Context: an optimization exercise on an open-source flow, tuned for small area. The choices shown serve that exercise and are no tape-out recipe.
Function was checked by simulation only, so behaviour that the tests miss may differ from the original.
Not every run is shown, and edits may drop behaviour that the tests do not exercise.
No activity file was given, so power comes from the tool's default toggle rates.

===== flow/config.mk =====
export PLATFORM = sky130hd
export DESIGN_NAME = top_robotic_arm
export DESIGN_NICKNAME = top_robotic_arm
export VERILOG_FILES = /design/flow/design.v
export SDC_FILE = /design/flow/constraint.sdc
export NUM_CORES = 4
export LEC_CHECK = 0
export CAP_MARGIN = 20
export CORE_MARGIN = 2
export CORE_UTILIZATION = 40
export SLEW_MARGIN = 20

===== flow/constraint.sdc =====
create_clock -name core_clock -period 50.0 [get_ports {clk}]
set_input_delay 10.0000 -clock core_clock [delete_from_list [all_inputs] [get_ports {clk}]]
set_output_delay 10.0000 -clock core_clock [all_outputs]
set_load 0.01 [all_outputs]

===== flow/design.v =====
module top_robotic_arm (
    input clk,
    input reset,
    input rst,
    input load_rom_data,
    input select_source,
    input [9:0] x_accel,
    input [9:0] y_accel,
    input [9:0] z_accel,
    output [0:6] HEX_0, HEX_1, HEX_2, HEX_3, HEX_4, HEX_5,
    output [9:0] leds,
    output reg pwm_servo1,
    output reg pwm_servo2,
    output reg pwm_servo3,
    output hsync_out,
    output vsync_out,
    output [3:0] VGA_R,
    output [3:0] VGA_G,
    output [3:0] VGA_B
);
reg [12:0] deb_cnt;
wire deb_match = deb_cnt[12] & deb_cnt[9] & deb_cnt[8] & deb_cnt[7] & deb_cnt[3];  
wire deb_two = (deb_cnt == 13'd2);  
always @(posedge clk)
    if (reset | deb_match)
        deb_cnt <= {12'd0, ~reset};
    else
        deb_cnt <= deb_cnt + 13'd1;
reg rst_lvl, rst_rise, load_lvl, load_rise;
always @(posedge clk)
    if (reset) begin
        rst_lvl <= 1'b0;
        rst_rise <= 1'b0;
        load_lvl <= 1'b0;
        load_rise <= 1'b0;
    end else if (deb_match) begin
        rst_lvl <= ~rst;
        rst_rise <= ~rst & ~rst_lvl;
        load_lvl <= ~load_rom_data;
        load_rise <= ~load_rom_data & ~load_lvl;
    end
wire rst_pulse = rst_rise & deb_two;
wire load_pulse = load_rise & deb_two;
wire rstp = reset | rst_pulse;
reg [29:0] rom [0:15];
initial $readmemb("arm_commands.mem", rom);
reg [3:0] idx;
reg valid, active;
reg [14:0] pos;
wire pos_hi = pos[14] & pos[13] & pos[8] & pos[7] & pos[5] & pos[3];
wire pos_tx = pos_hi & pos[0];    
wire pos_end = pos_hi & ~pos[0];  
always @(posedge clk)
    if (rstp) begin
        idx <= 4'd15;
        valid <= 1'b0;
        active <= 1'b0;
        pos <= 15'd25001;
    end else if (!active) begin
        if (load_pulse & (valid | ~select_source))
            active <= 1'b1;
    end else begin
        if (pos_tx) begin
            pos <= 15'd0;
            idx <= idx + 4'd1;
            valid <= 1'b1;
        end else begin
            pos <= pos + 15'd1;
            if (pos_end & (idx == 4'd15))
                active <= 1'b0;
        end
    end
reg [29:0] rom_word;
integer ri;
always @* begin
    rom_word = 30'd0;
    for (ri = 0; ri < 16; ri = ri + 1)
        if (valid && idx == ri)
            rom_word = rom[ri];
end
wire [9:0] xs = select_source ? x_accel : rom_word[29:20];
wire [9:0] ys = select_source ? y_accel : rom_word[19:10];
wire [9:0] zs = select_source ? z_accel : rom_word[9:0];
assign leds = {{5{zs[9]}}, {5{~zs[9]}}};
reg [13:0] q;
reg [12:0] r;
wire q_wrap = q[13] & q[12] & q[10] & q[8] & q[5] & q[2] & q[1] & q[0];  
wire r_carry = (r >= 13'd4973);
wire [12:0] r_next = r_carry ? r - 13'd4973 : r + 13'd27;
wire p2_start = r_carry & (q == 14'd511);
always @(posedge clk)
    if (rstp | q_wrap) begin
        q <= 14'd107;
        r <= 13'd0;
    end else begin
        q <= q + {13'd0, r_carry};
        r <= p2_start ? 13'd26 : r_next;
    end
wire ph0 = (q < 14'd242);
wire ph1 = ~ph0 & (q[13:9] == 5'd0);
wire ph2 = (q[13:9] == 5'd1) & (q[8:0] < 9'd270);
function pwm_level(input [9:0] v, input [8:0] t, input p0, input p1, input p2);
    reg gt;
    begin
        gt = v[8:0] > t;
        pwm_level = p0 | (p1 & (~v[9] | gt)) | (p2 & ~v[9] & gt);
    end
endfunction
always @(posedge clk)
    if (rstp) begin
        pwm_servo1 <= 1'b0;
        pwm_servo2 <= 1'b0;
        pwm_servo3 <= 1'b0;
    end else begin
        pwm_servo1 <= pwm_level(xs, q[8:0], ph0, ph1, ph2);
        pwm_servo2 <= pwm_level(ys, q[8:0], ph0, ph1, ph2);
        pwm_servo3 <= pwm_level(zs, q[8:0], ph0, ph1, ph2);
    end
function [11:0] bcd(input [9:0] v);
    reg [9:0] a;
    reg [21:0] s;
    integer i;
    begin
        a = v[9] ? -v : v;
        s = {12'd0, a};
        for (i = 0; i < 10; i = i + 1) begin
            if (s[13:10] >= 4'd5) s[13:10] = s[13:10] + 4'd3;
            if (s[17:14] >= 4'd5) s[17:14] = s[17:14] + 4'd3;
            if (s[21:18] >= 4'd5) s[21:18] = s[21:18] + 4'd3;
            s = s << 1;
        end
        bcd = s[21:10];
    end
endfunction
function [6:0] seg7(input [3:0] d);
    case (d)
        4'd0: seg7 = 7'b0000001;
        4'd1: seg7 = 7'b1001111;
        4'd2: seg7 = 7'b0010010;
        4'd3: seg7 = 7'b0000110;
        4'd4: seg7 = 7'b1001100;
        4'd5: seg7 = 7'b0100100;
        4'd6: seg7 = 7'b0100000;
        4'd7: seg7 = 7'b0001111;
        4'd8: seg7 = 7'b0000000;
        4'd9: seg7 = 7'b0000100;
        default: seg7 = 7'b1111111;
    endcase
endfunction
wire [11:0] xd = bcd(xs);
wire x_neg = xs[9];
wire h_nz = (xd[11:8] != 4'd0);
wire t_nz = (xd[7:4] != 4'd0);
assign HEX_0 = seg7(xd[3:0]);
assign HEX_1 = (t_nz | h_nz) ? seg7(xd[7:4]) : (x_neg ? 7'b1111110 : 7'b1111111);
assign HEX_2 = h_nz ? seg7(xd[11:8]) : ((x_neg & t_nz) ? 7'b1111110 : 7'b1111111);
assign HEX_3 = {6'b111111, ~(x_neg & h_nz)};
assign HEX_4 = 7'b1111111;
assign HEX_5 = 7'b1111111;
reg half;
reg [9:0] cx, cy;
wire cx_end = cx[9] & cx[8] & cx[5];           
wire cy_end = cy[9] & cy[3] & cy[2] & cy[0];   
always @(posedge clk)
    if (reset) begin
        half <= 1'b0;
        cx <= 10'd0;
        cy <= 10'd0;
    end else begin
        half <= ~half;
        if (~half) begin
            cx <= cx_end ? 10'd0 : cx + 10'd1;
            if (cx_end)
                cy <= cy_end ? 10'd0 : cy + 10'd1;
        end
    end
assign hsync_out = ~((cx >= 10'd658) & (cx <= 10'd752));
assign vsync_out = ~((cx != 10'd0) ? (cy == 10'd491) : (cy == 10'd492));
function [7:0] digit_row(input [3:0] d, input [3:0] row);
    case ({d, row})
        {4'd0, 4'd0}: digit_row = 8'b00111100;
        {4'd0, 4'd1}: digit_row = 8'b01111110;
        {4'd0, 4'd2}: digit_row = 8'b11000011;
        {4'd0, 4'd3}: digit_row = 8'b11000011;
        {4'd0, 4'd4}: digit_row = 8'b11000011;
        {4'd0, 4'd5}: digit_row = 8'b11000011;
        {4'd0, 4'd6}: digit_row = 8'b11000011;
        {4'd0, 4'd7}: digit_row = 8'b11000011;
        {4'd0, 4'd8}: digit_row = 8'b11000011;
        {4'd0, 4'd9}: digit_row = 8'b11000011;
        {4'd0, 4'd10}: digit_row = 8'b01111110;
        {4'd0, 4'd11}: digit_row = 8'b00111100;
        {4'd1, 4'd0}: digit_row = 8'b00011000;
        {4'd1, 4'd1}: digit_row = 8'b00111000;
        {4'd1, 4'd2}: digit_row = 8'b01111000;
        {4'd1, 4'd3}: digit_row = 8'b11011000;
        {4'd1, 4'd4}: digit_row = 8'b10011000;
        {4'd1, 4'd5}: digit_row = 8'b00011000;
        {4'd1, 4'd6}: digit_row = 8'b00011000;
        {4'd1, 4'd7}: digit_row = 8'b00011000;
        {4'd1, 4'd8}: digit_row = 8'b00011000;
        {4'd1, 4'd9}: digit_row = 8'b00011000;
        {4'd1, 4'd10}: digit_row = 8'b01111110;
        {4'd1, 4'd11}: digit_row = 8'b01111110;
        {4'd2, 4'd0}: digit_row = 8'b00111100;
        {4'd2, 4'd1}: digit_row = 8'b01111110;
        {4'd2, 4'd2}: digit_row = 8'b11000011;
        {4'd2, 4'd3}: digit_row = 8'b10000011;
        {4'd2, 4'd4}: digit_row = 8'b00000110;
        {4'd2, 4'd5}: digit_row = 8'b00001100;
        {4'd2, 4'd6}: digit_row = 8'b00011000;
        {4'd2, 4'd7}: digit_row = 8'b00110000;
        {4'd2, 4'd8}: digit_row = 8'b01100000;
        {4'd2, 4'd9}: digit_row = 8'b11000000;
        {4'd2, 4'd10}: digit_row = 8'b11111111;
        {4'd2, 4'd11}: digit_row = 8'b11111111;
        {4'd3, 4'd0}: digit_row = 8'b00111100;
        {4'd3, 4'd1}: digit_row = 8'b01111110;
        {4'd3, 4'd2}: digit_row = 8'b11000011;
        {4'd3, 4'd3}: digit_row = 8'b00000011;
        {4'd3, 4'd4}: digit_row = 8'b00000011;
        {4'd3, 4'd5}: digit_row = 8'b00111110;
        {4'd3, 4'd6}: digit_row = 8'b00111110;
        {4'd3, 4'd7}: digit_row = 8'b00000011;
        {4'd3, 4'd8}: digit_row = 8'b00000011;
        {4'd3, 4'd9}: digit_row = 8'b11000011;
        {4'd3, 4'd10}: digit_row = 8'b01111110;
        {4'd3, 4'd11}: digit_row = 8'b00111100;
        {4'd4, 4'd0}: digit_row = 8'b00000110;
        {4'd4, 4'd1}: digit_row = 8'b00001110;
        {4'd4, 4'd2}: digit_row = 8'b00011110;
        {4'd4, 4'd3}: digit_row = 8'b00110110;
        {4'd4, 4'd4}: digit_row = 8'b01100110;
        {4'd4, 4'd5}: digit_row = 8'b11000110;
        {4'd4, 4'd6}: digit_row = 8'b11111111;
        {4'd4, 4'd7}: digit_row = 8'b11111111;
        {4'd4, 4'd8}: digit_row = 8'b00000110;
        {4'd4, 4'd9}: digit_row = 8'b00000110;
        {4'd4, 4'd10}: digit_row = 8'b00000110;
        {4'd4, 4'd11}: digit_row = 8'b00000110;
        {4'd5, 4'd0}: digit_row = 8'b11111111;
        {4'd5, 4'd1}: digit_row = 8'b11111111;
        {4'd5, 4'd2}: digit_row = 8'b11000000;
        {4'd5, 4'd3}: digit_row = 8'b11000000;
        {4'd5, 4'd4}: digit_row = 8'b11000000;
        {4'd5, 4'd5}: digit_row = 8'b11111100;
        {4'd5, 4'd6}: digit_row = 8'b11111110;
        {4'd5, 4'd7}: digit_row = 8'b00000011;
        {4'd5, 4'd8}: digit_row = 8'b00000011;
        {4'd5, 4'd9}: digit_row = 8'b11000011;
        {4'd5, 4'd10}: digit_row = 8'b01111110;
        {4'd5, 4'd11}: digit_row = 8'b00111100;
        {4'd6, 4'd0}: digit_row = 8'b00111100;
        {4'd6, 4'd1}: digit_row = 8'b01111110;
        {4'd6, 4'd2}: digit_row = 8'b11000011;
        {4'd6, 4'd3}: digit_row = 8'b11000000;
        {4'd6, 4'd4}: digit_row = 8'b11000000;
        {4'd6, 4'd5}: digit_row = 8'b11111100;
        {4'd6, 4'd6}: digit_row = 8'b11111110;
        {4'd6, 4'd7}: digit_row = 8'b11000011;
        {4'd6, 4'd8}: digit_row = 8'b11000011;
        {4'd6, 4'd9}: digit_row = 8'b11000011;
        {4'd6, 4'd10}: digit_row = 8'b01111110;
        {4'd6, 4'd11}: digit_row = 8'b00111100;
        {4'd7, 4'd0}: digit_row = 8'b11111111;
        {4'd7, 4'd1}: digit_row = 8'b11111111;
        {4'd7, 4'd2}: digit_row = 8'b00000011;
        {4'd7, 4'd3}: digit_row = 8'b00000110;
        {4'd7, 4'd4}: digit_row = 8'b00001100;
        {4'd7, 4'd5}: digit_row = 8'b00011000;
        {4'd7, 4'd6}: digit_row = 8'b00110000;
        {4'd7, 4'd7}: digit_row = 8'b01100000;
        {4'd7, 4'd8}: digit_row = 8'b01100000;
        {4'd7, 4'd9}: digit_row = 8'b01100000;
        {4'd7, 4'd10}: digit_row = 8'b01100000;
        {4'd7, 4'd11}: digit_row = 8'b01100000;
        {4'd8, 4'd0}: digit_row = 8'b00111100;
        {4'd8, 4'd1}: digit_row = 8'b01111110;
        {4'd8, 4'd2}: digit_row = 8'b11000011;
        {4'd8, 4'd3}: digit_row = 8'b11000011;
        {4'd8, 4'd4}: digit_row = 8'b11000011;
        {4'd8, 4'd5}: digit_row = 8'b01111110;
        {4'd8, 4'd6}: digit_row = 8'b01111110;
        {4'd8, 4'd7}: digit_row = 8'b11000011;
        {4'd8, 4'd8}: digit_row = 8'b11000011;
        {4'd8, 4'd9}: digit_row = 8'b11000011;
        {4'd8, 4'd10}: digit_row = 8'b01111110;
        {4'd8, 4'd11}: digit_row = 8'b00111100;
        {4'd9, 4'd0}: digit_row = 8'b00111100;
        {4'd9, 4'd1}: digit_row = 8'b01111110;
        {4'd9, 4'd2}: digit_row = 8'b11000011;
        {4'd9, 4'd3}: digit_row = 8'b11000011;
        {4'd9, 4'd4}: digit_row = 8'b11000011;
        {4'd9, 4'd5}: digit_row = 8'b01111111;
        {4'd9, 4'd6}: digit_row = 8'b00111111;
        {4'd9, 4'd7}: digit_row = 8'b00000011;
        {4'd9, 4'd8}: digit_row = 8'b00000011;
        {4'd9, 4'd9}: digit_row = 8'b11000011;
        {4'd9, 4'd10}: digit_row = 8'b01111110;
        {4'd9, 4'd11}: digit_row = 8'b00111100;
        default: digit_row = 8'b00000000;
    endcase
endfunction
function [7:0] letter_row(input [1:0] l, input [3:0] row);
    case ({l, row})
        {2'd0, 4'd0}: letter_row = 8'b11000011;
        {2'd0, 4'd1}: letter_row = 8'b11000011;
        {2'd0, 4'd2}: letter_row = 8'b11000011;
        {2'd0, 4'd3}: letter_row = 8'b01100110;
        {2'd0, 4'd4}: letter_row = 8'b00111100;
        {2'd0, 4'd5}: letter_row = 8'b00111100;
        {2'd0, 4'd6}: letter_row = 8'b00111100;
        {2'd0, 4'd7}: letter_row = 8'b00111100;
        {2'd0, 4'd8}: letter_row = 8'b01100110;
        {2'd0, 4'd9}: letter_row = 8'b11000011;
        {2'd0, 4'd10}: letter_row = 8'b11000011;
        {2'd0, 4'd11}: letter_row = 8'b11000011;
        {2'd1, 4'd0}: letter_row = 8'b11000011;
        {2'd1, 4'd1}: letter_row = 8'b11000011;
        {2'd1, 4'd2}: letter_row = 8'b11000011;
        {2'd1, 4'd3}: letter_row = 8'b11000011;
        {2'd1, 4'd4}: letter_row = 8'b01100110;
        {2'd1, 4'd5}: letter_row = 8'b00111100;
        {2'd1, 4'd6}: letter_row = 8'b00011000;
        {2'd1, 4'd7}: letter_row = 8'b00011000;
        {2'd1, 4'd8}: letter_row = 8'b00011000;
        {2'd1, 4'd9}: letter_row = 8'b00011000;
        {2'd1, 4'd10}: letter_row = 8'b00011000;
        {2'd1, 4'd11}: letter_row = 8'b00011000;
        {2'd2, 4'd0}: letter_row = 8'b11111111;
        {2'd2, 4'd1}: letter_row = 8'b11111111;
        {2'd2, 4'd2}: letter_row = 8'b00000011;
        {2'd2, 4'd3}: letter_row = 8'b00000110;
        {2'd2, 4'd4}: letter_row = 8'b00001100;
        {2'd2, 4'd5}: letter_row = 8'b00011000;
        {2'd2, 4'd6}: letter_row = 8'b00110000;
        {2'd2, 4'd7}: letter_row = 8'b01100000;
        {2'd2, 4'd8}: letter_row = 8'b11000000;
        {2'd2, 4'd9}: letter_row = 8'b11000000;
        {2'd2, 4'd10}: letter_row = 8'b11111111;
        {2'd2, 4'd11}: letter_row = 8'b11111111;
        default: letter_row = 8'b00000000;
    endcase
endfunction
wire band_x = (cy >= 10'd100) & (cy < 10'd116);
wire band_y = (cy >= 10'd150) & (cy < 10'd166);
wire band_z = (cy >= 10'd200) & (cy < 10'd216);
wire [9:0] row_full = cy - (band_x ? 10'd100 : band_y ? 10'd150 : 10'd200);
wire [3:0] row = row_full[3:0];
wire [1:0] letter = band_x ? 2'd0 : band_y ? 2'd1 : 2'd2;
wire [9:0] vs = band_x ? xs : band_y ? ys : zs;
wire v_neg = vs[9];
wire [11:0] vd = bcd(vs);
wire [9:0] colx = cx - (v_neg ? 10'd5 : 10'd0);
reg text_pixel;
reg [3:0] dsel;
reg [2:0] dcol;
reg dshow;
always @* begin
    dsel = 4'd0;
    dcol = 3'd0;
    dshow = 1'b0;
    if (colx >= 10'd115 && colx < 10'd125) begin
        dsel = vd[11:8];
        dcol = colx - 10'd115;
        dshow = (colx < 10'd123);
    end else if (colx >= 10'd125 && colx < 10'd135) begin
        dsel = vd[7:4];
        dcol = colx - 10'd125;
        dshow = (colx < 10'd133);
    end else if (colx >= 10'd135 && colx < 10'd145) begin
        dsel = vd[3:0];
        dcol = colx - 10'd135;
        dshow = (colx < 10'd143);
    end
end
wire [2:0] lcol = cx - 10'd100;
wire [7:0] lrow = letter_row(letter, row);
wire [7:0] drow = digit_row(dsel, row);
always @* begin
    text_pixel = 1'b0;
    if ((band_x | band_y | band_z) && row < 4'd12) begin
        if (cx >= 10'd100 && cx < 10'd108)
            text_pixel = lrow[3'd7 - lcol];
        else if (v_neg && cx >= 10'd115 && cx < 10'd120)
            text_pixel = (row == 4'd5) | (row == 4'd6);
        else if (dshow && cx >= 10'd115)
            text_pixel = drow[3'd7 - dcol];
    end
end
assign VGA_R = {4{text_pixel}};
assign VGA_G = {4{text_pixel}};
assign VGA_B = {4{text_pixel}};
endmodule

===== flow/arm_commands.mem =====
000000110100100001110101101010
000100000001100010110010010111
010010100001011101100111101110
001011100001010000010100111001
011100100000010000100001110110
011100100100010011000101010000
010011011100000010010011100001
001100111001010100110101111000
011011000001000110010010111101
000100001100010111010001101010
010111101100000110010100101111
001010111000010100000110110010
010000111001011100010001000100
011111001001101111010111101000
001101101001100111100000000100
000000100100110100100110001101

===== flow/run.sh =====
#!/bin/bash
# synth_recipe.tcl (not shown) runs the flow's synth.tcl, then flattens the netlist and writes it again
# the make line also repeats each setting of config.mk as NAME=value (left out here)
make -C /OpenROAD-flow-scripts/flow DESIGN_CONFIG=/design/flow/config.mk WORK_HOME=/design/flow/orfs CLKGATE_MAP_FILE= SYNTH_SCRIPT=/design/flow/synth_recipe.tcl finish

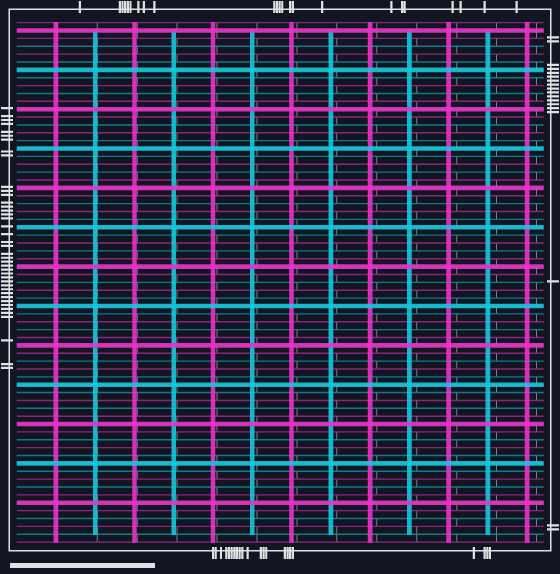
*PDN straps and rails, run 1*
Scale bar: 50 µm. Pins as bars on the die edge. Tap cells in grey.
- magenta: VSS
- cyan: VDD
- rows: 66
- met4 straps: 13
- met1 rails: 67
- met5 straps: 13
- signal pins: 104
die height: 187 µm
Die X: 187 µm
core area: 0.0327 mm²
Peak VDD IR: 0.158 mV

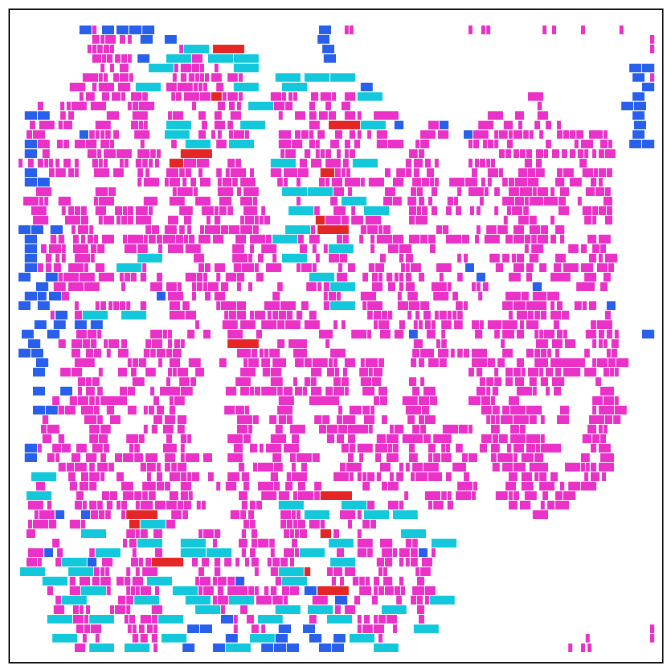
*Cell classes on the final placement, run 1*
- magenta: remaining logic cells (cells 1661; share of their area 78%)
- blue: remaining buffers and delay cells (cells 100; share of their area 6.9%)
- red: clock drivers and dummy loads (cells 16; share of their area 2.1%)
- cyan: registers (cells 89; share of their area 13%)

==> results.toml, run 1 <==
[status]
status = "timing/DRC/antenna clean"

[cells_and_area]
area_delta_synth_final_pct = 8.73
multi_input_area_mm2 = 0.0105
clkbuf_count = 9
multi_input_cells = 1538
final_core_util_pct = 44.3
final_cell_mix = "nor2_1, nand2_1, ha_1"
drive_above_1_share_pct = 6.06
fillers = 3400
final_area_mm2 = 0.0145
regArea_mm2 = 0.00178
mostFrequentLayoutCell = "nor2_1"
n_antenna_cell = 0
n_all_buffers = 100

[critical_path]
arrival_ns = 25.41
cp_top_family = "compound AO/OA/AOI/OAI gates"
crit_path_end_kind = "primary output"
critPathCapture = "VGA_G[2]"
slowest_delay_ns = 0.62
reg2reg_to = "pwm_servo1"
path_depth = 62
worst_path_most_repeated_cell = "ha_1"
startpoint = "select_source"

[logic_synthesis]
yosysTopAreaCell = "dfxtp_1"
synth_flop_cell = "dfxtp_1"
synth_cell_type_count = 104
synthTopCellsByArea = "dfxtp_1, ha_1, nor2_1"
synth_xor_area_share_pct = 6.11
synthMuxAreaShare_pct = 5.00
async_flop_share_pct = 0
synth-adder-area-share_pct = 12.5
yosys_register_bits = 89
synth_top_family_by_area = "compound AO/OA/AOI/OAI gates"
postSynthAreaPerCell_um2 = 7.17

[hold_path]
hp-class = "register to register"

[floorplanning]
die_area_mm2 = 0.0348
io_pins = 104
start_util_pct = 40.8
taps = 442

[timing]
worst_slew_pin_slew_ns = 1.01
drv_slew = 0
relSlewSlack_pct = 32.9
setup_ws_ns = 14.59
rsz0062_at_grt = "no"
final-setup-viol-count = 0
hold_violations = 0
finalCritPeriodShare_pct = 70.8

[clock_network]
cts_tree = "done"
cts_max_path_buffers = 2
cts_made_buffers = 9
clkTransAtPathRegs_ns = 0.06
htree_levels = 3
cts.sinks = 89
post_cts_buffers = 0

[power]
power_frac_comb_pct = 81.2
p_total_mw = 0.756
power_leader = "combinational logic"
seqPwrFrac_pct = 10.0
pg_seq_mw = 0.0757
comb_cell_power_mw = 0.614
p_int_mw = 0.389

[global_routing]
top_usage_layer = "met2"
grt_max_degree = 50
overflow = 0
antenna_found_initial = 0
use_met3_pct = 2.76

[placement]
dpl.hpwl_um = 30000
placed_cell_area_mm2 = 0.0142
place.gp.congestion = 0.977

[run]
cap_violations = 0

[detailed_routing]
ant_nets = 0
drcViolationCount = 0
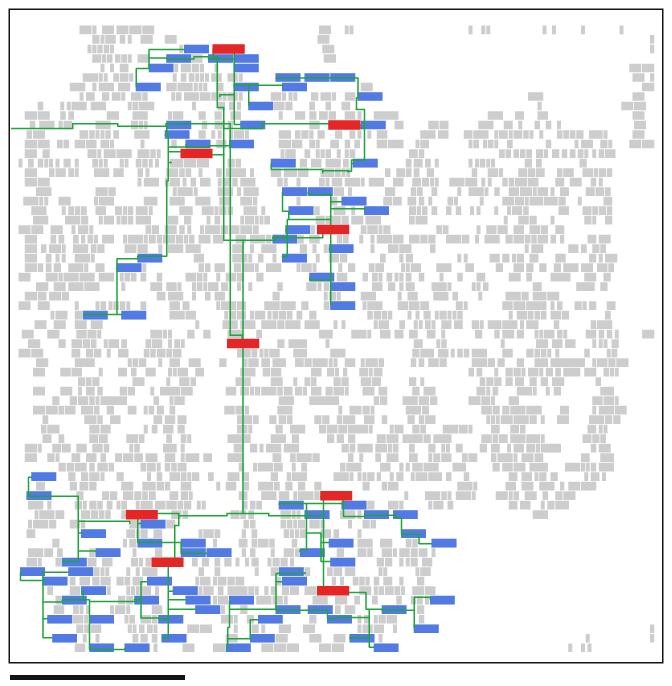
*Clock wires, drivers and flops, run 1*
Scale bar: 50 µm.
- green: clock wires (length 1360 µm)
- blue: flip-flops (count 89)
- red: clock-net drivers (count 9)
- routed clock nets: 10
clock network power share: 8.8%
P_clk: 0.0668 mW
Final Skew: 0.00867 ns
Worst-Skew Late Latency: 0.37 ns

### Clock routing, run 1

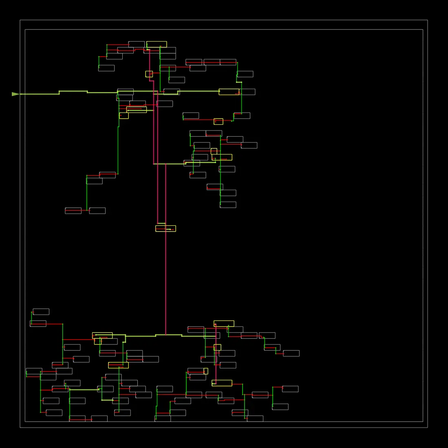

## Run 2: files that changed since run 1, shown whole
==> flow/design.v <==
module top_robotic_arm (
    input clk,
    input reset,
    input rst,
    input load_rom_data,
    input select_source,
    input [9:0] x_accel,
    input [9:0] y_accel,
    input [9:0] z_accel,
    output [0:6] HEX_0, HEX_1, HEX_2, HEX_3, HEX_4, HEX_5,
    output [9:0] leds,
    output reg pwm_servo1,
    output reg pwm_servo2,
    output reg pwm_servo3,
    output hsync_out,
    output vsync_out,
    output [3:0] VGA_R,
    output [3:0] VGA_G,
    output [3:0] VGA_B
);
function ge_c(input [15:0] x, input [15:0] c);
    integer i;
    reg g;
    begin
        g = 1'b1;
        for (i = 0; i < 16; i = i + 1)
            g = c[i] ? (x[i] & g) : (x[i] | g);
        ge_c = g;
    end
endfunction
function gt9(input [8:0] a, input [8:0] b);
    integer i;
    reg g;
    begin
        g = 1'b0;
        for (i = 0; i < 9; i = i + 1)
            g = (a[i] & ~b[i]) | (~(a[i] ^ b[i]) & g);
        gt9 = g;
    end
endfunction
reg [12:0] deb_cnt;
wire deb_match = deb_cnt[12] & deb_cnt[9] & deb_cnt[8] & deb_cnt[7] & deb_cnt[3];  
wire deb_two = (deb_cnt == 13'd2);  
always @(posedge clk)
    if (reset | deb_match)
        deb_cnt <= {12'd0, ~reset};
    else
        deb_cnt <= deb_cnt + 13'd1;
reg rst_lvl, rst_rise, load_lvl, load_rise;
always @(posedge clk)
    if (reset) begin
        rst_lvl <= 1'b0;
        rst_rise <= 1'b0;
        load_lvl <= 1'b0;
        load_rise <= 1'b0;
    end else if (deb_match) begin
        rst_lvl <= ~rst;
        rst_rise <= ~rst & ~rst_lvl;
        load_lvl <= ~load_rom_data;
        load_rise <= ~load_rom_data & ~load_lvl;
    end
wire rst_pulse = rst_rise & deb_two;
wire load_pulse = load_rise & deb_two;
wire rstp = reset | rst_pulse;
reg [29:0] rom [0:15];
initial $readmemb("arm_commands.mem", rom);
reg [3:0] idx;
reg valid, active;
reg [14:0] pos;
wire pos_hi = pos[14] & pos[13] & pos[8] & pos[7] & pos[5] & pos[3];
wire pos_tx = pos_hi & pos[0];    
wire pos_end = pos_hi & ~pos[0];  
always @(posedge clk)
    if (rstp) begin
        idx <= 4'd15;
        valid <= 1'b0;
        active <= 1'b0;
        pos <= 15'd25001;
    end else if (!active) begin
        if (load_pulse & (valid | ~select_source))
            active <= 1'b1;
    end else begin
        if (pos_tx) begin
            pos <= 15'd0;
            idx <= idx + 4'd1;
            valid <= 1'b1;
        end else begin
            pos <= pos + 15'd1;
            if (pos_end & (idx == 4'd15))
                active <= 1'b0;
        end
    end
reg [29:0] rom_word;
integer ri;
always @* begin
    rom_word = 30'd0;
    for (ri = 0; ri < 16; ri = ri + 1)
        if (valid && idx == ri)
            rom_word = rom[ri];
end
wire [9:0] xs = select_source ? x_accel : rom_word[29:20];
wire [9:0] ys = select_source ? y_accel : rom_word[19:10];
wire [9:0] zs = select_source ? z_accel : rom_word[9:0];
assign leds = {{5{zs[9]}}, {5{~zs[9]}}};
reg [13:0] q;
reg [7:0] s;
reg [4:0] acc;
wire q_wrap = q[13] & q[12] & q[10] & q[8] & q[5] & q[2] & q[1] & q[0];  
wire late = (q[13:9] != 5'd0);                                         
wire long_step = late ? ge_c(acc, 22) : ((acc == 5'd0) | ge_c(acc, 23));
wire step = long_step ? (s == 8'd185) : (s == 8'd184);
reg [4:0] acc_next;
integer ai;
always @* begin
    acc_next = 5'd0;
    for (ai = 0; ai < 27; ai = ai + 1)
        if (acc == ai)
            acc_next = (ai + 5) % 27;
end
always @(posedge clk)
    if (rstp | q_wrap) begin
        q <= 14'd107;
        s <= 8'd0;
        acc <= 5'd0;
    end else if (step) begin
        q <= q + 14'd1;
        s <= 8'd0;
        acc <= acc_next;
    end else begin
        s <= s + 8'd1;
    end
wire ph0 = ~ge_c(q, 242);
wire ph1 = ~ph0 & ~late;
wire ph2 = (q[13:9] == 5'd1) & ~ge_c(q[8:0], 270);
function pwm_level(input [9:0] v, input [8:0] t, input p0, input p1, input p2);
    reg gt;
    begin
        gt = gt9(v[8:0], t);
        pwm_level = p0 | (p1 & (~v[9] | gt)) | (p2 & ~v[9] & gt);
    end
endfunction
always @(posedge clk)
    if (rstp) begin
        pwm_servo1 <= 1'b0;
        pwm_servo2 <= 1'b0;
        pwm_servo3 <= 1'b0;
    end else begin
        pwm_servo1 <= pwm_level(xs, q[8:0], ph0, ph1, ph2);
        pwm_servo2 <= pwm_level(ys, q[8:0], ph0, ph1, ph2);
        pwm_servo3 <= pwm_level(zs, q[8:0], ph0, ph1, ph2);
    end
function [3:0] add3(input [3:0] d);
    case (d)
        4'd5: add3 = 4'd8;
        4'd6: add3 = 4'd9;
        4'd7: add3 = 4'd10;
        4'd8: add3 = 4'd11;
        4'd9: add3 = 4'd12;
        default: add3 = d;
    endcase
endfunction
function [11:0] bcd(input [9:0] v);
    reg [9:0] a;
    reg [21:0] t;
    reg c;
    integer i;
    begin
        c = v[9];
        for (i = 0; i < 10; i = i + 1) begin
            a[i] = (v[i] ^ v[9]) ^ c;
            c = c & (v[i] ^ v[9]);
        end
        t = {12'd0, a};
        for (i = 0; i < 10; i = i + 1) begin
            t[13:10] = add3(t[13:10]);
            t[17:14] = add3(t[17:14]);
            t[21:18] = add3(t[21:18]);
            t = t << 1;
        end
        bcd = t[21:10];
    end
endfunction
function [6:0] seg7(input [3:0] d);
    case (d)
        4'd0: seg7 = 7'b0000001;
        4'd1: seg7 = 7'b1001111;
        4'd2: seg7 = 7'b0010010;
        4'd3: seg7 = 7'b0000110;
        4'd4: seg7 = 7'b1001100;
        4'd5: seg7 = 7'b0100100;
        4'd6: seg7 = 7'b0100000;
        4'd7: seg7 = 7'b0001111;
        4'd8: seg7 = 7'b0000000;
        4'd9: seg7 = 7'b0000100;
        default: seg7 = 7'b1111111;
    endcase
endfunction
wire [11:0] xd = bcd(xs);
wire x_neg = xs[9];
wire h_nz = (xd[11:8] != 4'd0);
wire t_nz = (xd[7:4] != 4'd0);
assign HEX_0 = seg7(xd[3:0]);
assign HEX_1 = (t_nz | h_nz) ? seg7(xd[7:4]) : (x_neg ? 7'b1111110 : 7'b1111111);
assign HEX_2 = h_nz ? seg7(xd[11:8]) : ((x_neg & t_nz) ? 7'b1111110 : 7'b1111111);
assign HEX_3 = {6'b111111, ~(x_neg & h_nz)};
assign HEX_4 = 7'b1111111;
assign HEX_5 = 7'b1111111;
reg half;
reg [7:0] ca;
reg [2:0] cb;
reg [3:0] la;
reg [5:0] lb;
wire cb_end = cb[2];                                   
wire cx_end = ca[7] & ca[5] & (cb == 3'd0);            
wire lb_end = lb[5] & lb[4] & lb[0];                   
wire cy_end = la[3] & la[1] & lb[4] & lb[3] & lb[0];   
always @(posedge clk)
    if (reset) begin
        half <= 1'b0;
        ca <= 8'd0;
        cb <= 3'd0;
        la <= 4'd0;
        lb <= 6'd0;
    end else begin
        half <= ~half;
        if (~half) begin
            if (cx_end) begin
                ca <= 8'd0;
                cb <= 3'd0;
                if (cy_end) begin
                    la <= 4'd0;
                    lb <= 6'd0;
                end else if (lb_end) begin
                    la <= la + 4'd1;
                    lb <= 6'd0;
                end else begin
                    lb <= lb + 6'd1;
                end
            end else if (cb_end) begin
                ca <= ca + 8'd1;
                cb <= 3'd0;
            end else begin
                cb <= cb + 3'd1;
            end
        end
    end
wire hs = ((ca == 8'd131) & (cb[2] | (cb[1] & cb[0]))) |
          (ge_c(ca, 132) & ~ge_c(ca, 150)) |
          ((ca == 8'd150) & ~ge_c(cb, 3));
assign hsync_out = ~hs;
wire cx_zero = (ca == 8'd0) & (cb == 3'd0);
wire vs = (la == 4'd9) & (cx_zero ? (lb == 6'd42) : (lb == 6'd41));
assign vsync_out = ~vs;
function [7:0] glyph_row(input [3:0] code, input [3:0] row);
    case ({code, row})
        {4'd0, 4'd0}: glyph_row = 8'b00111100;
        {4'd0, 4'd1}: glyph_row = 8'b01111110;
        {4'd0, 4'd2}: glyph_row = 8'b11000011;
        {4'd0, 4'd3}: glyph_row = 8'b11000011;
        {4'd0, 4'd4}: glyph_row = 8'b11000011;
        {4'd0, 4'd5}: glyph_row = 8'b11000011;
        {4'd0, 4'd6}: glyph_row = 8'b11000011;
        {4'd0, 4'd7}: glyph_row = 8'b11000011;
        {4'd0, 4'd8}: glyph_row = 8'b11000011;
        {4'd0, 4'd9}: glyph_row = 8'b11000011;
        {4'd0, 4'd10}: glyph_row = 8'b01111110;
        {4'd0, 4'd11}: glyph_row = 8'b00111100;
        {4'd1, 4'd0}: glyph_row = 8'b00011000;
        {4'd1, 4'd1}: glyph_row = 8'b00111000;
        {4'd1, 4'd2}: glyph_row = 8'b01111000;
        {4'd1, 4'd3}: glyph_row = 8'b11011000;
        {4'd1, 4'd4}: glyph_row = 8'b10011000;
        {4'd1, 4'd5}: glyph_row = 8'b00011000;
        {4'd1, 4'd6}: glyph_row = 8'b00011000;
        {4'd1, 4'd7}: glyph_row = 8'b00011000;
        {4'd1, 4'd8}: glyph_row = 8'b00011000;
        {4'd1, 4'd9}: glyph_row = 8'b00011000;
        {4'd1, 4'd10}: glyph_row = 8'b01111110;
        {4'd1, 4'd11}: glyph_row = 8'b01111110;
        {4'd2, 4'd0}: glyph_row = 8'b00111100;
        {4'd2, 4'd1}: glyph_row = 8'b01111110;
        {4'd2, 4'd2}: glyph_row = 8'b11000011;
        {4'd2, 4'd3}: glyph_row = 8'b10000011;
        {4'd2, 4'd4}: glyph_row = 8'b00000110;
        {4'd2, 4'd5}: glyph_row = 8'b00001100;
        {4'd2, 4'd6}: glyph_row = 8'b00011000;
        {4'd2, 4'd7}: glyph_row = 8'b00110000;
        {4'd2, 4'd8}: glyph_row = 8'b01100000;
        {4'd2, 4'd9}: glyph_row = 8'b11000000;
        {4'd2, 4'd10}: glyph_row = 8'b11111111;
        {4'd2, 4'd11}: glyph_row = 8'b11111111;
        {4'd3, 4'd0}: glyph_row = 8'b00111100;
        {4'd3, 4'd1}: glyph_row = 8'b01111110;
        {4'd3, 4'd2}: glyph_row = 8'b11000011;
        {4'd3, 4'd3}: glyph_row = 8'b00000011;
        {4'd3, 4'd4}: glyph_row = 8'b00000011;
        {4'd3, 4'd5}: glyph_row = 8'b00111110;
        {4'd3, 4'd6}: glyph_row = 8'b00111110;
        {4'd3, 4'd7}: glyph_row = 8'b00000011;
        {4'd3, 4'd8}: glyph_row = 8'b00000011;
        {4'd3, 4'd9}: glyph_row = 8'b11000011;
        {4'd3, 4'd10}: glyph_row = 8'b01111110;
        {4'd3, 4'd11}: glyph_row = 8'b00111100;
        {4'd4, 4'd0}: glyph_row = 8'b00000110;
        {4'd4, 4'd1}: glyph_row = 8'b00001110;
        {4'd4, 4'd2}: glyph_row = 8'b00011110;
        {4'd4, 4'd3}: glyph_row = 8'b00110110;
        {4'd4, 4'd4}: glyph_row = 8'b01100110;
        {4'd4, 4'd5}: glyph_row = 8'b11000110;
        {4'd4, 4'd6}: glyph_row = 8'b11111111;
        {4'd4, 4'd7}: glyph_row = 8'b11111111;
        {4'd4, 4'd8}: glyph_row = 8'b00000110;
        {4'd4, 4'd9}: glyph_row = 8'b00000110;
        {4'd4, 4'd10}: glyph_row = 8'b00000110;
        {4'd4, 4'd11}: glyph_row = 8'b00000110;
        {4'd5, 4'd0}: glyph_row = 8'b11111111;
        {4'd5, 4'd1}: glyph_row = 8'b11111111;
        {4'd5, 4'd2}: glyph_row = 8'b11000000;
        {4'd5, 4'd3}: glyph_row = 8'b11000000;
        {4'd5, 4'd4}: glyph_row = 8'b11000000;
        {4'd5, 4'd5}: glyph_row = 8'b11111100;
        {4'd5, 4'd6}: glyph_row = 8'b11111110;
        {4'd5, 4'd7}: glyph_row = 8'b00000011;
        {4'd5, 4'd8}: glyph_row = 8'b00000011;
        {4'd5, 4'd9}: glyph_row = 8'b11000011;
        {4'd5, 4'd10}: glyph_row = 8'b01111110;
        {4'd5, 4'd11}: glyph_row = 8'b00111100;
        {4'd6, 4'd0}: glyph_row = 8'b00111100;
        {4'd6, 4'd1}: glyph_row = 8'b01111110;
        {4'd6, 4'd2}: glyph_row = 8'b11000011;
        {4'd6, 4'd3}: glyph_row = 8'b11000000;
        {4'd6, 4'd4}: glyph_row = 8'b11000000;
        {4'd6, 4'd5}: glyph_row = 8'b11111100;
        {4'd6, 4'd6}: glyph_row = 8'b11111110;
        {4'd6, 4'd7}: glyph_row = 8'b11000011;
        {4'd6, 4'd8}: glyph_row = 8'b11000011;
        {4'd6, 4'd9}: glyph_row = 8'b11000011;
        {4'd6, 4'd10}: glyph_row = 8'b01111110;
        {4'd6, 4'd11}: glyph_row = 8'b00111100;
        {4'd7, 4'd0}: glyph_row = 8'b11111111;
        {4'd7, 4'd1}: glyph_row = 8'b11111111;
        {4'd7, 4'd2}: glyph_row = 8'b00000011;
        {4'd7, 4'd3}: glyph_row = 8'b00000110;
        {4'd7, 4'd4}: glyph_row = 8'b00001100;
        {4'd7, 4'd5}: glyph_row = 8'b00011000;
        {4'd7, 4'd6}: glyph_row = 8'b00110000;
        {4'd7, 4'd7}: glyph_row = 8'b01100000;
        {4'd7, 4'd8}: glyph_row = 8'b01100000;
        {4'd7, 4'd9}: glyph_row = 8'b01100000;
        {4'd7, 4'd10}: glyph_row = 8'b01100000;
        {4'd7, 4'd11}: glyph_row = 8'b01100000;
        {4'd8, 4'd0}: glyph_row = 8'b00111100;
        {4'd8, 4'd1}: glyph_row = 8'b01111110;
        {4'd8, 4'd2}: glyph_row = 8'b11000011;
        {4'd8, 4'd3}: glyph_row = 8'b11000011;
        {4'd8, 4'd4}: glyph_row = 8'b11000011;
        {4'd8, 4'd5}: glyph_row = 8'b01111110;
        {4'd8, 4'd6}: glyph_row = 8'b01111110;
        {4'd8, 4'd7}: glyph_row = 8'b11000011;
        {4'd8, 4'd8}: glyph_row = 8'b11000011;
        {4'd8, 4'd9}: glyph_row = 8'b11000011;
        {4'd8, 4'd10}: glyph_row = 8'b01111110;
        {4'd8, 4'd11}: glyph_row = 8'b00111100;
        {4'd9, 4'd0}: glyph_row = 8'b00111100;
        {4'd9, 4'd1}: glyph_row = 8'b01111110;
        {4'd9, 4'd2}: glyph_row = 8'b11000011;
        {4'd9, 4'd3}: glyph_row = 8'b11000011;
        {4'd9, 4'd4}: glyph_row = 8'b11000011;
        {4'd9, 4'd5}: glyph_row = 8'b01111111;
        {4'd9, 4'd6}: glyph_row = 8'b00111111;
        {4'd9, 4'd7}: glyph_row = 8'b00000011;
        {4'd9, 4'd8}: glyph_row = 8'b00000011;
        {4'd9, 4'd9}: glyph_row = 8'b11000011;
        {4'd9, 4'd10}: glyph_row = 8'b01111110;
        {4'd9, 4'd11}: glyph_row = 8'b00111100;
        {4'd10, 4'd0}: glyph_row = 8'b11000011;
        {4'd10, 4'd1}: glyph_row = 8'b11000011;
        {4'd10, 4'd2}: glyph_row = 8'b11000011;
        {4'd10, 4'd3}: glyph_row = 8'b01100110;
        {4'd10, 4'd4}: glyph_row = 8'b00111100;
        {4'd10, 4'd5}: glyph_row = 8'b00111100;
        {4'd10, 4'd6}: glyph_row = 8'b00111100;
        {4'd10, 4'd7}: glyph_row = 8'b00111100;
        {4'd10, 4'd8}: glyph_row = 8'b01100110;
        {4'd10, 4'd9}: glyph_row = 8'b11000011;
        {4'd10, 4'd10}: glyph_row = 8'b11000011;
        {4'd10, 4'd11}: glyph_row = 8'b11000011;
        {4'd11, 4'd0}: glyph_row = 8'b11000011;
        {4'd11, 4'd1}: glyph_row = 8'b11000011;
        {4'd11, 4'd2}: glyph_row = 8'b11000011;
        {4'd11, 4'd3}: glyph_row = 8'b11000011;
        {4'd11, 4'd4}: glyph_row = 8'b01100110;
        {4'd11, 4'd5}: glyph_row = 8'b00111100;
        {4'd11, 4'd6}: glyph_row = 8'b00011000;
        {4'd11, 4'd7}: glyph_row = 8'b00011000;
        {4'd11, 4'd8}: glyph_row = 8'b00011000;
        {4'd11, 4'd9}: glyph_row = 8'b00011000;
        {4'd11, 4'd10}: glyph_row = 8'b00011000;
        {4'd11, 4'd11}: glyph_row = 8'b00011000;
        {4'd12, 4'd0}: glyph_row = 8'b11111111;
        {4'd12, 4'd1}: glyph_row = 8'b11111111;
        {4'd12, 4'd2}: glyph_row = 8'b00000011;
        {4'd12, 4'd3}: glyph_row = 8'b00000110;
        {4'd12, 4'd4}: glyph_row = 8'b00001100;
        {4'd12, 4'd5}: glyph_row = 8'b00011000;
        {4'd12, 4'd6}: glyph_row = 8'b00110000;
        {4'd12, 4'd7}: glyph_row = 8'b01100000;
        {4'd12, 4'd8}: glyph_row = 8'b11000000;
        {4'd12, 4'd9}: glyph_row = 8'b11000000;
        {4'd12, 4'd10}: glyph_row = 8'b11111111;
        {4'd12, 4'd11}: glyph_row = 8'b11111111;
        {4'd13, 4'd5}: glyph_row = 8'b11111111;
        {4'd13, 4'd6}: glyph_row = 8'b11111111;
        default: glyph_row = 8'b00000000;
    endcase
endfunction
wire band = ((la == 4'd2) | (la == 4'd3) | (la == 4'd4)) & ~ge_c(lb, 12);
wire [9:0] vsel = (la == 4'd2) ? xs : (la == 4'd3) ? ys : zs;
wire v_neg = vsel[9];
wire [11:0] vd = bcd(vsel);
reg [3:0] code;
reg right;
always @* begin
    code = 4'd15;
    right = ca[0];
    case (ca)
        8'd20, 8'd21: code = (la == 4'd2) ? 4'd10 : (la == 4'd3) ? 4'd11 : 4'd12;
        8'd23: begin
            code = v_neg ? 4'd13 : vd[11:8];
            right = 1'b0;
        end
        8'd24: begin
            code = vd[11:8];
            right = ~v_neg;
        end
        8'd25: begin
            code = v_neg ? vd[11:8] : vd[7:4];
            right = v_neg;
        end
        8'd26: begin
            code = vd[7:4];
            right = ~v_neg;
        end
        8'd27: begin
            code = v_neg ? vd[7:4] : vd[3:0];
            right = v_neg;
        end
        8'd28: begin
            code = vd[3:0];
            right = ~v_neg;
        end
        8'd29: begin
            code = v_neg ? vd[3:0] : 4'd15;
            right = 1'b1;
        end
        default: code = 4'd15;
    endcase
end
wire [7:0] grow = glyph_row(code, lb[3:0]);
wire text_pixel = band & (right ? (~ge_c(cb, 3) & grow[3'd2 - cb]) : grow[3'd7 - cb]);
assign VGA_R = {4{text_pixel}};
assign VGA_G = {4{text_pixel}};
assign VGA_B = {4{text_pixel}};
endmodule
==> flow/config.mk <==
export PLATFORM = sky130hd
export DESIGN_NAME = top_robotic_arm
export DESIGN_NICKNAME = top_robotic_arm
export VERILOG_FILES = /design/flow/design.v
export SDC_FILE = /design/flow/constraint.sdc
export NUM_CORES = 4
export LEC_CHECK = 0
export ABC_AREA = 1
export CAP_MARGIN = 20
export CORE_MARGIN = 2
export CORE_UTILIZATION = 40
export SLEW_MARGIN = 20
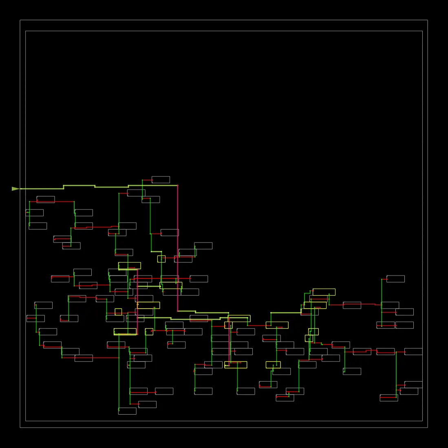
*Clock routing, run 2*
clk sink count: 90
Final Skew: 0.0191 ns

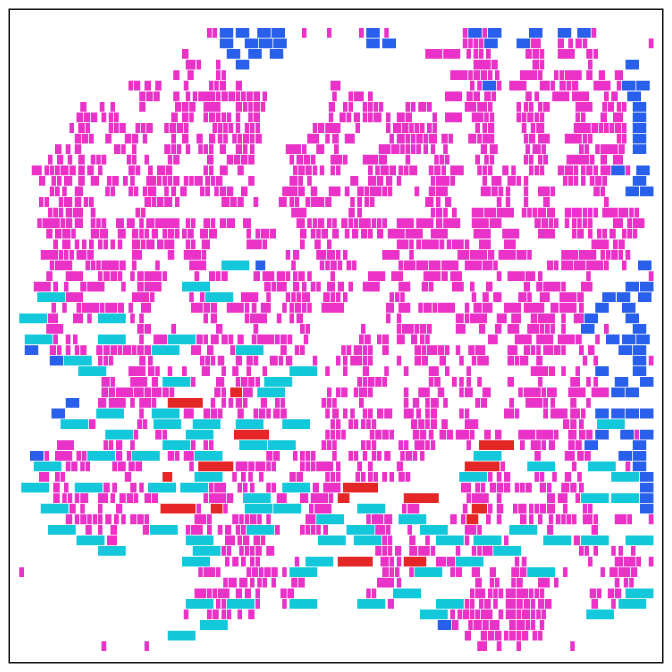
*Cell classes on the final placement, run 2*
- red: clock drivers and dummy loads (cells 16; share of their area 2.6%)
- cyan: registers (cells 90; share of their area 16%)
- magenta: remaining logic cells (cells 1660; share of their area 74%)
- blue: remaining buffers and delay cells (cells 84; share of their area 7.3%)

==> run 2 against run 1 <==
  * Worst setup slack better by 6.2 ns
  * Sequential power down 3%
  * Die area down 19%
  * Worst hold slack worse by 0.033 ns
  * Combinational power down 76%
  * Total power down 62%
  * Utilization up 1.0 points
  * Global-route usage down 0.46 points
  * Final cell count down 5.3%
  * Largest cell class unchanged
  * Highest routed layer unchanged
==> results.toml, run 2 <==
[cells_and_area]
fillers = 2763
final_core_util_pct = 45.3
multi_input_area_mm2 = 0.00740
regArea_mm2 = 0.00180
multi_input_cells = 1361
n_all_buffers = 84
layout.nonclk_buf_share_pct = 7.06
largest_register_ffs = 15
mostFrequentLayoutCell = "nand2_1"
drive_above_1_share_pct = 4.43
nonClockInverterCount = 299
clk_share_pct = 2.49
multi_input_area_share_pct = 62.3
n_antenna_cell = 0
area_delta_synth_final_pct = 10.8
seq_share_pct = 15.2
final_area_mm2 = 0.0119
final_cell_mix = "nand2_1, inv_1, nor2_1"
clkbuf_count = 9
dominant_cells = "multi-input gates"
layout.nets = 1973

[timing]
setup_tns_ns = 0
hold_violations = 0
fin_hold_ws_ns = 0.447
relSlewSlack_pct = 41.6
rsz0062_at_grt = "no"
drv_slew = 0
worst_slew_pin_slew_ns = 0.874
final-setup-viol-count = 0
max_freq_mhz = 34.2
finalCritPeriodShare_pct = 58.5
setup_ws_ns = 20.75

[floorplanning]
io_pins = 104
dieWidth_um = 168
core_area_mm2 = 0.0262
start_util_pct = 40.9
die_area_mm2 = 0.0281
taps = 335
die_h_um = 168

[logic_synthesis]
yosys.area_share.simple_pct = 36.2
synth-adder-area-share_pct = 10.9
yosysSeqAreaShare_pct = 16.8
postSynthAreaPerCell_um2 = 5.95
synthTopCellsByArea = "dfxtp_1, nand2_1, ha_1"
synth_flop_cell = "dfxtp_1"
syn_inst = 1803
synth_xor_area_share_pct = 2.37
yosys_register_bits = 90
yosysMostFrequentCell = "nand2_1"
async_flop_share_pct = 0
synth.cells.most_frequent = "nand2_1, inv_1, nor2_1"
synth_top_family_by_area = "simple AND/OR/NAND/NOR gates"
synth_cell_type_count = 64
yosysTopAreaCell = "dfxtp_1"
yosys_warnings = 1
synthMuxAreaShare_pct = 0

[placement]
place.gp.congestion = 0.975
io_buffers = 83
dp_slack_ns = 20.81
placed_cell_area_mm2 = 0.0116
dpl.hpwl_um = 24200
post-place-cells = 2169

[power]
p_clk_share_pct = 23.1
p_clk_mw = 0.0667
p_leak_nw = 5.86
p_switching_mw = 0.119
power_frac_comb_pct = 51.5
p_int_mw = 0.171
power_leader = "combinational logic"
pg_seq_mw = 0.0737
switching_share_pct = 41.0
p_total_mw = 0.289
ir_drop_mv = 0.0165
seqPwrFrac_pct = 25.4
comb_cell_power_mw = 0.149

[critical_path]
worstSetupPathType = "input port to primary output"
required_ns = 40.00
critPathCapture = "VGA_R[3]"
startpoint = "select_source"
crit_fanout = 21
crit_path_end_kind = "primary output"
slowest_delay_ns = 0.76
critPathBufInv = 8
r2r-start = "idx[0]"
arrival_ns = 19.25
worst_path_most_repeated_cell = "nand2_1"
rrSetupSlack_ns = 45.81
ff2ff_path_depth = 22
reg2reg_to = "pwm_servo2"
critPathSlowestCell = "clkdlybuf4s50_1"
path_depth = 50
cp_top_family = "simple AND/OR/NAND/NOR gates"

[detailed_routing]
route.met3.wl_um = 1540
finalWirelength_um = 30400
drcViolationCount = 0
drt_iter0_markers = 877
ant_nets = 0
firstDrtPassIters = 7
dr_wl_met2_um = 13300
post_drt_via_cell_ratio = 5.33
wl_met1_um = 14600
wire_per_inst_um = 13.9

[clock_network]
cts_tree = "done"
post_cts_buffers = 0
clkTransAtPathRegs_ns = 0.08
cts_max_path_buffers = 2
holdBufCountCts = 0
htree_levels = 3
clock_latency_ns = 0.34
cts_made_buffers = 9
clockRootBuffer = "clkbuf_16"
cts_repair_resize_count = 0

[run]
cap_violations = 0

[global_routing]
use_met1_pct = 28.9
grt_pass1_vias = 10400
top_usage_layer = "met2"
use_met3_pct = 2.79
grt_pass1_wl_um = 50100
overflow = 0
antenna_found_initial = 0
grt_max_degree = 33

[status]
status = "timing/DRC/antenna clean"

[hold_path]
min_delay_path_depth = 1
hold_start = "load_lvl"
worstHoldEndpoint = "load_rise"
hp-class = "register to register"
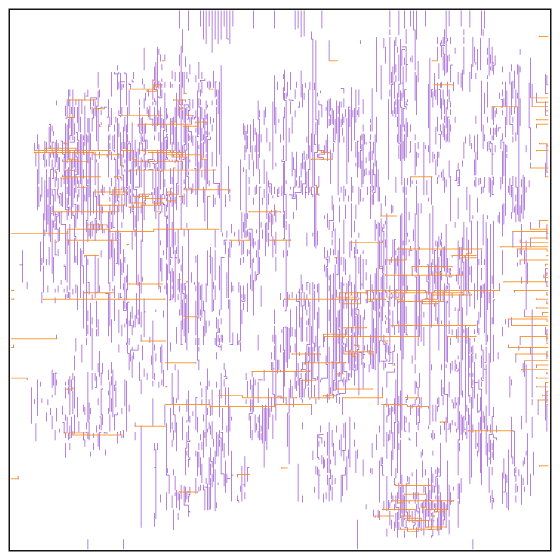
*Metal layers overlaid, run 2*
Only two layers are drawn.
- orange: M3 (wire length 1540 µm)
- purple: M2 (wire length 13300 µm)

--- run 3: outline of the changes from run 2 ---
flow/design.v: 464 -> 1094 lines; modules unchanged: 0
  top_robotic_arm: edited, 464 -> 1094 lines
==> flow/flow/run.sh (new file) <==
#!/bin/bash
# Layout flow: the standard synthesis, then its combinational logic mapped
# again by ABC for area (flip-flops, their names and cells kept as they are),
# checked equivalent to the standard netlist, then the standard layout
# from that netlist. Each tool's output goes to a log file here.
set -u
W=$PWD
F=$W/flow
LIB=$FLOW_HOME/platforms/$FLOW_PLATFORM/lib/sky130_fd_sc_hd__tt_025C_1v80.lib
R=orfs/results/$FLOW_PLATFORM/top_robotic_arm/base

# 1. standard synthesis
bash standard.sh synth > synth_std.log 2>&1 || exit 1
cp $R/1_2_yosys.v std.v

# 2. remap the combinational logic
DU=""
for c in $(sed -n '/^export DONT_USE_CELLS/,/^$/p' $FLOW_HOME/platforms/$FLOW_PLATFORM/config.mk | tr -d '\\' | grep -o 'sky130_fd_sc_hd__[a-z0-9_]*'); do
  DU="$DU -dont_use $c"
done
sed -e "s#@LIB@#$LIB#g" -e "s#@DU@#$DU#g" $F/resyn.ys.in > resyn.ys
yosys -s resyn.ys > resyn.log 2>&1
ok=$?

# 3. prove the remapped netlist equal to the standard one
if [ $ok -eq 0 ]; then
  sed -e "s#@LIB@#$LIB#g" $F/equiv.ys.in > equiv.ys
  timeout 1200 yosys -s equiv.ys > equiv.log 2>&1
  ok=$?
fi

# 4. standard layout from the chosen netlist
mv orfs orfs_synth
if [ $ok -eq 0 ]; then
  cp opt.v netlist.v
else
  cp std.v netlist.v
fi
bash standard.sh SYNTH_NETLIST_FILES=$W/netlist.v REMOVE_ABC_BUFFERS=1 \
  BUFFER_PORTS_ARGS="-buffer_cell sky130_fd_sc_hd__buf_1" \
  CTS_ARGS="-sink_clustering_enable -repair_clock_nets -dont_use_dummy_load -buf_list {sky130_fd_sc_hd__clkbuf_4 sky130_fd_sc_hd__clkbuf_8}" \
  finish > layout.log 2>&1
==> flow/flow/area.abc (new file) <==
strash
dc2
resub -K 6 -N 2
&get -n
&deepsyn -T 120
&put
dch -f
amap
topo
==> flow/flow/equiv.ys.in (new file) <==
read_liberty -ignore_miss_func @LIB@
read_verilog std.v
rename top_robotic_arm gold
read_verilog opt.v
rename top_robotic_arm gate
hierarchy -check
flatten gold gate
equiv_make gold gate equiv
equiv_simple -seq 2
equiv_induct -seq 2
equiv_status -assert
==> flow/flow/resyn.ys.in (new file) <==
read_liberty -ignore_miss_func @LIB@
read_verilog std.v
hierarchy -top top_robotic_arm
setattr -mod -set keep_hierarchy 1 sky130_fd_sc_hd__dfxtp_1 sky130_fd_sc_hd__dfxtp_2 sky130_fd_sc_hd__dfxtp_4 sky130_fd_sc_hd__conb_1
flatten
opt -purge
abc -liberty @LIB@ -script flow/area.abc @DU@
opt_clean -purge
splitnets
opt_clean -purge
hilomap -singleton -hicell sky130_fd_sc_hd__conb_1 HI -locell sky130_fd_sc_hd__conb_1 LO
insbuf -buf sky130_fd_sc_hd__buf_4 A X
opt_clean -purge
stat -liberty @LIB@
select top_robotic_arm
write_verilog -noattr -nohex -nodec -selected opt.v
==> flow/standard.sh (new file) <==
#!/bin/bash
# synth_recipe.tcl (not shown) runs the flow's synth.tcl, then flattens the netlist and writes it again
# the make line also repeats each setting of config.mk as NAME=value (left out here)
make -C /OpenROAD-flow-scripts/flow DESIGN_CONFIG=/design/flow/config.mk WORK_HOME=/design/flow/orfs CLKGATE_MAP_FILE= SYNTH_SCRIPT=/design/flow/synth_recipe.tcl "${@:-finish}"
removed: flow/run.sh
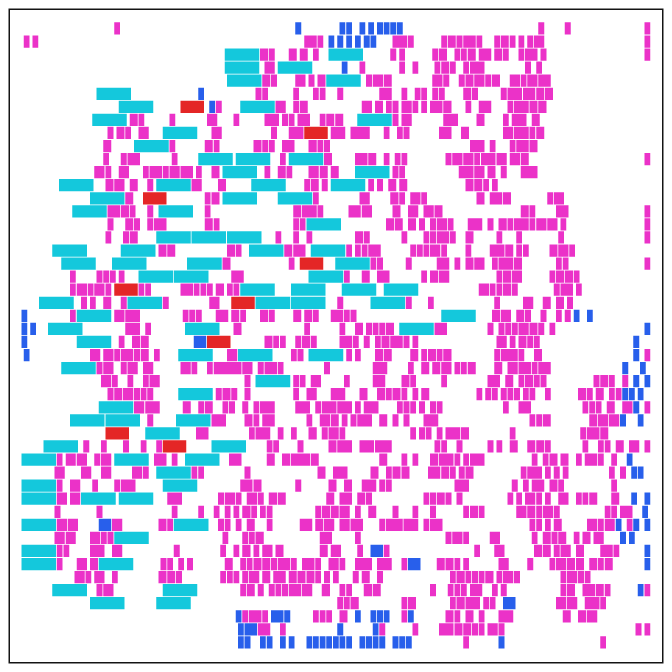
*Cell classes on the final placement, run 3*
- magenta: remaining logic cells (cells 1014; share of their area 69%)
- red: clock-net drivers (cells 9; share of their area 1.7%)
- blue: remaining buffers and delay cells (cells 90; share of their area 5.0%)
- cyan: registers (cells 89; share of their area 25%)
Placement Rows: 48
fraction of area in registers: 23.8%

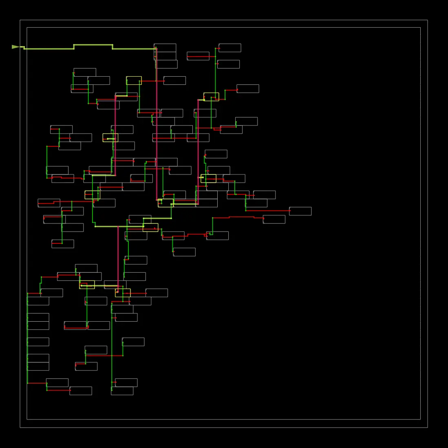
*Clock routing, run 3*
clk sink count: 89
Seq cells: 89
clkbuf count: 9
P_clk: 0.0370 mW

==> run 3 against run 2 <==
  * Still clean
  * Die area is 34% lower
  * Sequential share of layout area is 8.6 points higher
  * Register-to-register slack worse by 1.8 ns
  * Global-route usage is 1.1 points higher
  * Worst hold slack worse by 0.025 ns
  * Critical endpoint is now VGA_R[1]
  * Largest cell class unchanged
  * Highest routed layer unchanged
==> results.toml, run 3 <==
[status]
status = "timing/DRC/antenna clean"

[clock_network]
clock_latency_ns = 0.36
clockRootBuffer = "clkbuf_8"
cts_repair_resize_count = 0
cts_made_buffers = 9
holdBufCountCts = 0
cts_max_path_buffers = 2

[critical_path]
crit_path_end_kind = "primary output"
ff2ff_path_depth = 32
arrival_ns = 20.57
critPathCapture = "VGA_R[1]"
reg2reg_to = "pwm_servo1"
slowest_delay_ns = 0.51
cp_top_family = "simple AND/OR/NAND/NOR gates"
startpoint = "select_source"
worstSetupPathType = "input port to primary output"
r2r-start = "idx[1]"
critPathBufInv = 15
path_depth = 63
worst_path_most_repeated_cell = "nor2_1"

[cells_and_area]
drive_above_1_share_pct = 1.41
layout.nets = 1239
final_area_mm2 = 0.00750
area_delta_synth_final_pct = 7.96
nonClockInverterCount = 164
multi_input_area_share_pct = 57.8
clk_share_pct = 1.65
fillers = 1887
n_antenna_cell = 0
n_all_buffers = 90
regMostFlops = "pos"
mostFrequentLayoutCell = "nor2_1"
final_core_util_pct = 43.8
multi_input_cells = 850
multi_input_area_mm2 = 0.00433
largest_register_ffs = 15
regArea_mm2 = 0.00178
layout.nonclk_buf_share_pct = 4.86

[power]
p_total_mw = 0.197
power_frac_comb_pct = 41.4
p_int_mw = 0.118
p_clk_share_pct = 18.8
seqPwrFrac_pct = 39.9
pg_seq_mw = 0.0786
switching_share_pct = 40.3
ir_drop_mv = 0.0174
power_leader = "combinational logic"
p_switching_mw = 0.0795
p_leak_nw = 2.57
comb_cell_power_mw = 0.0816

[timing]
rsz0062_at_grt = "no"
drv_slew = 0
clock-skew-final_ns = 0.0246
fin_hold_ws_ns = 0.423
max_freq_mhz = 32.7
hold_violations = 0
worst_slew_pin_slew_ns = 1.04
setup_tns_ns = 0
relSlewSlack_pct = 28.5
final-setup-viol-count = 0
finalCritPeriodShare_pct = 61.1

[placement]
io_buffers = 83
post-place-cells = 1418
place.gp.congestion = 1.01
placed_cell_area_mm2 = 0.00737

[logic_synthesis]
postSynthAreaPerCell_um2 = 6.18
syn_inst = 1124
yosys_warnings = 0

[global_routing]
grt_pass1_vias = 7027
grt_pass1_wl_um = 33600
use_met1_pct = 29.8
antenna_found_initial = 0
overflow = 0
top_usage_layer = "met2"
use_met3_pct = 2.73

[detailed_routing]
wire_per_inst_um = 14.3
dr_wl_met2_um = 9120
ant_nets = 0
post_drt_via_cell_ratio = 5.64
drt_iter0_markers = 772
wl_met1_um = 9360
drcViolationCount = 0

[hold_path]
hp-class = "register to register"
hold_start = "s[0]"
worstHoldEndpoint = "s[1]"
min_delay_path_depth = 2

[run]
cap_violations = 0

[floorplanning]
die_area_mm2 = 0.0184
die_h_um = 136
start_util_pct = 40.6
core_area_mm2 = 0.0171
dieWidth_um = 136
io_pins = 104
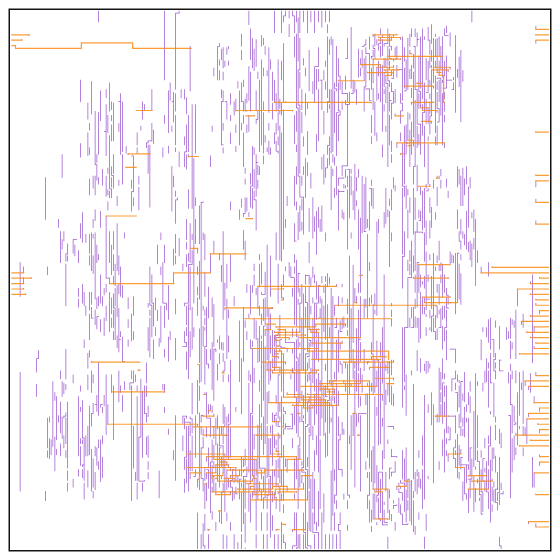
*Metal layers overlaid, run 3*
Only two layers are drawn.
- purple: M2 (wire length 9120 µm)
- orange: M3 (wire length 1230 µm)
WL final: 20500 µm
vias post-DR: 8043

==> afterwards: timing with drivers on the ports <==
In the flow no input, the clock included, has a driving cell. The finished layouts below were timed again as built, in two steps.
Step 1 assumes that a clkbuf_16 drives the clock port and a buf_2 every other input.
Step 2 adds t to the input delays and takes it off the output delays; t is the mean of the earliest and latest rising clock arrival at the registers after step 1. Input paths then give back, and output paths get back, about the clock's delay inside the block.
a / b / c = no drivers / after step 1 / after step 2; a / b = the first two.
run	shift t [ns]	slack for setup (ns)	worst setup path at the end	worst register clock-pin slew, ns	pins driven straight from the clock port
run 1	0.410	14.593 / 14.570 / 14.570	input to output	0.07 / 0.07	1
run 2	0.384	20.750 / 20.726 / 20.726	input to output	0.08 / 0.08	1
run 3	0.377	19.435 / 19.413 / 19.413	input to output	0.09 / 0.09	1
After both steps setup and hold are still met in every run listed. For run 2, which loses most, drivers alone change the setup slack by -0.024 ns; drivers and shift together by -0.024 ns.
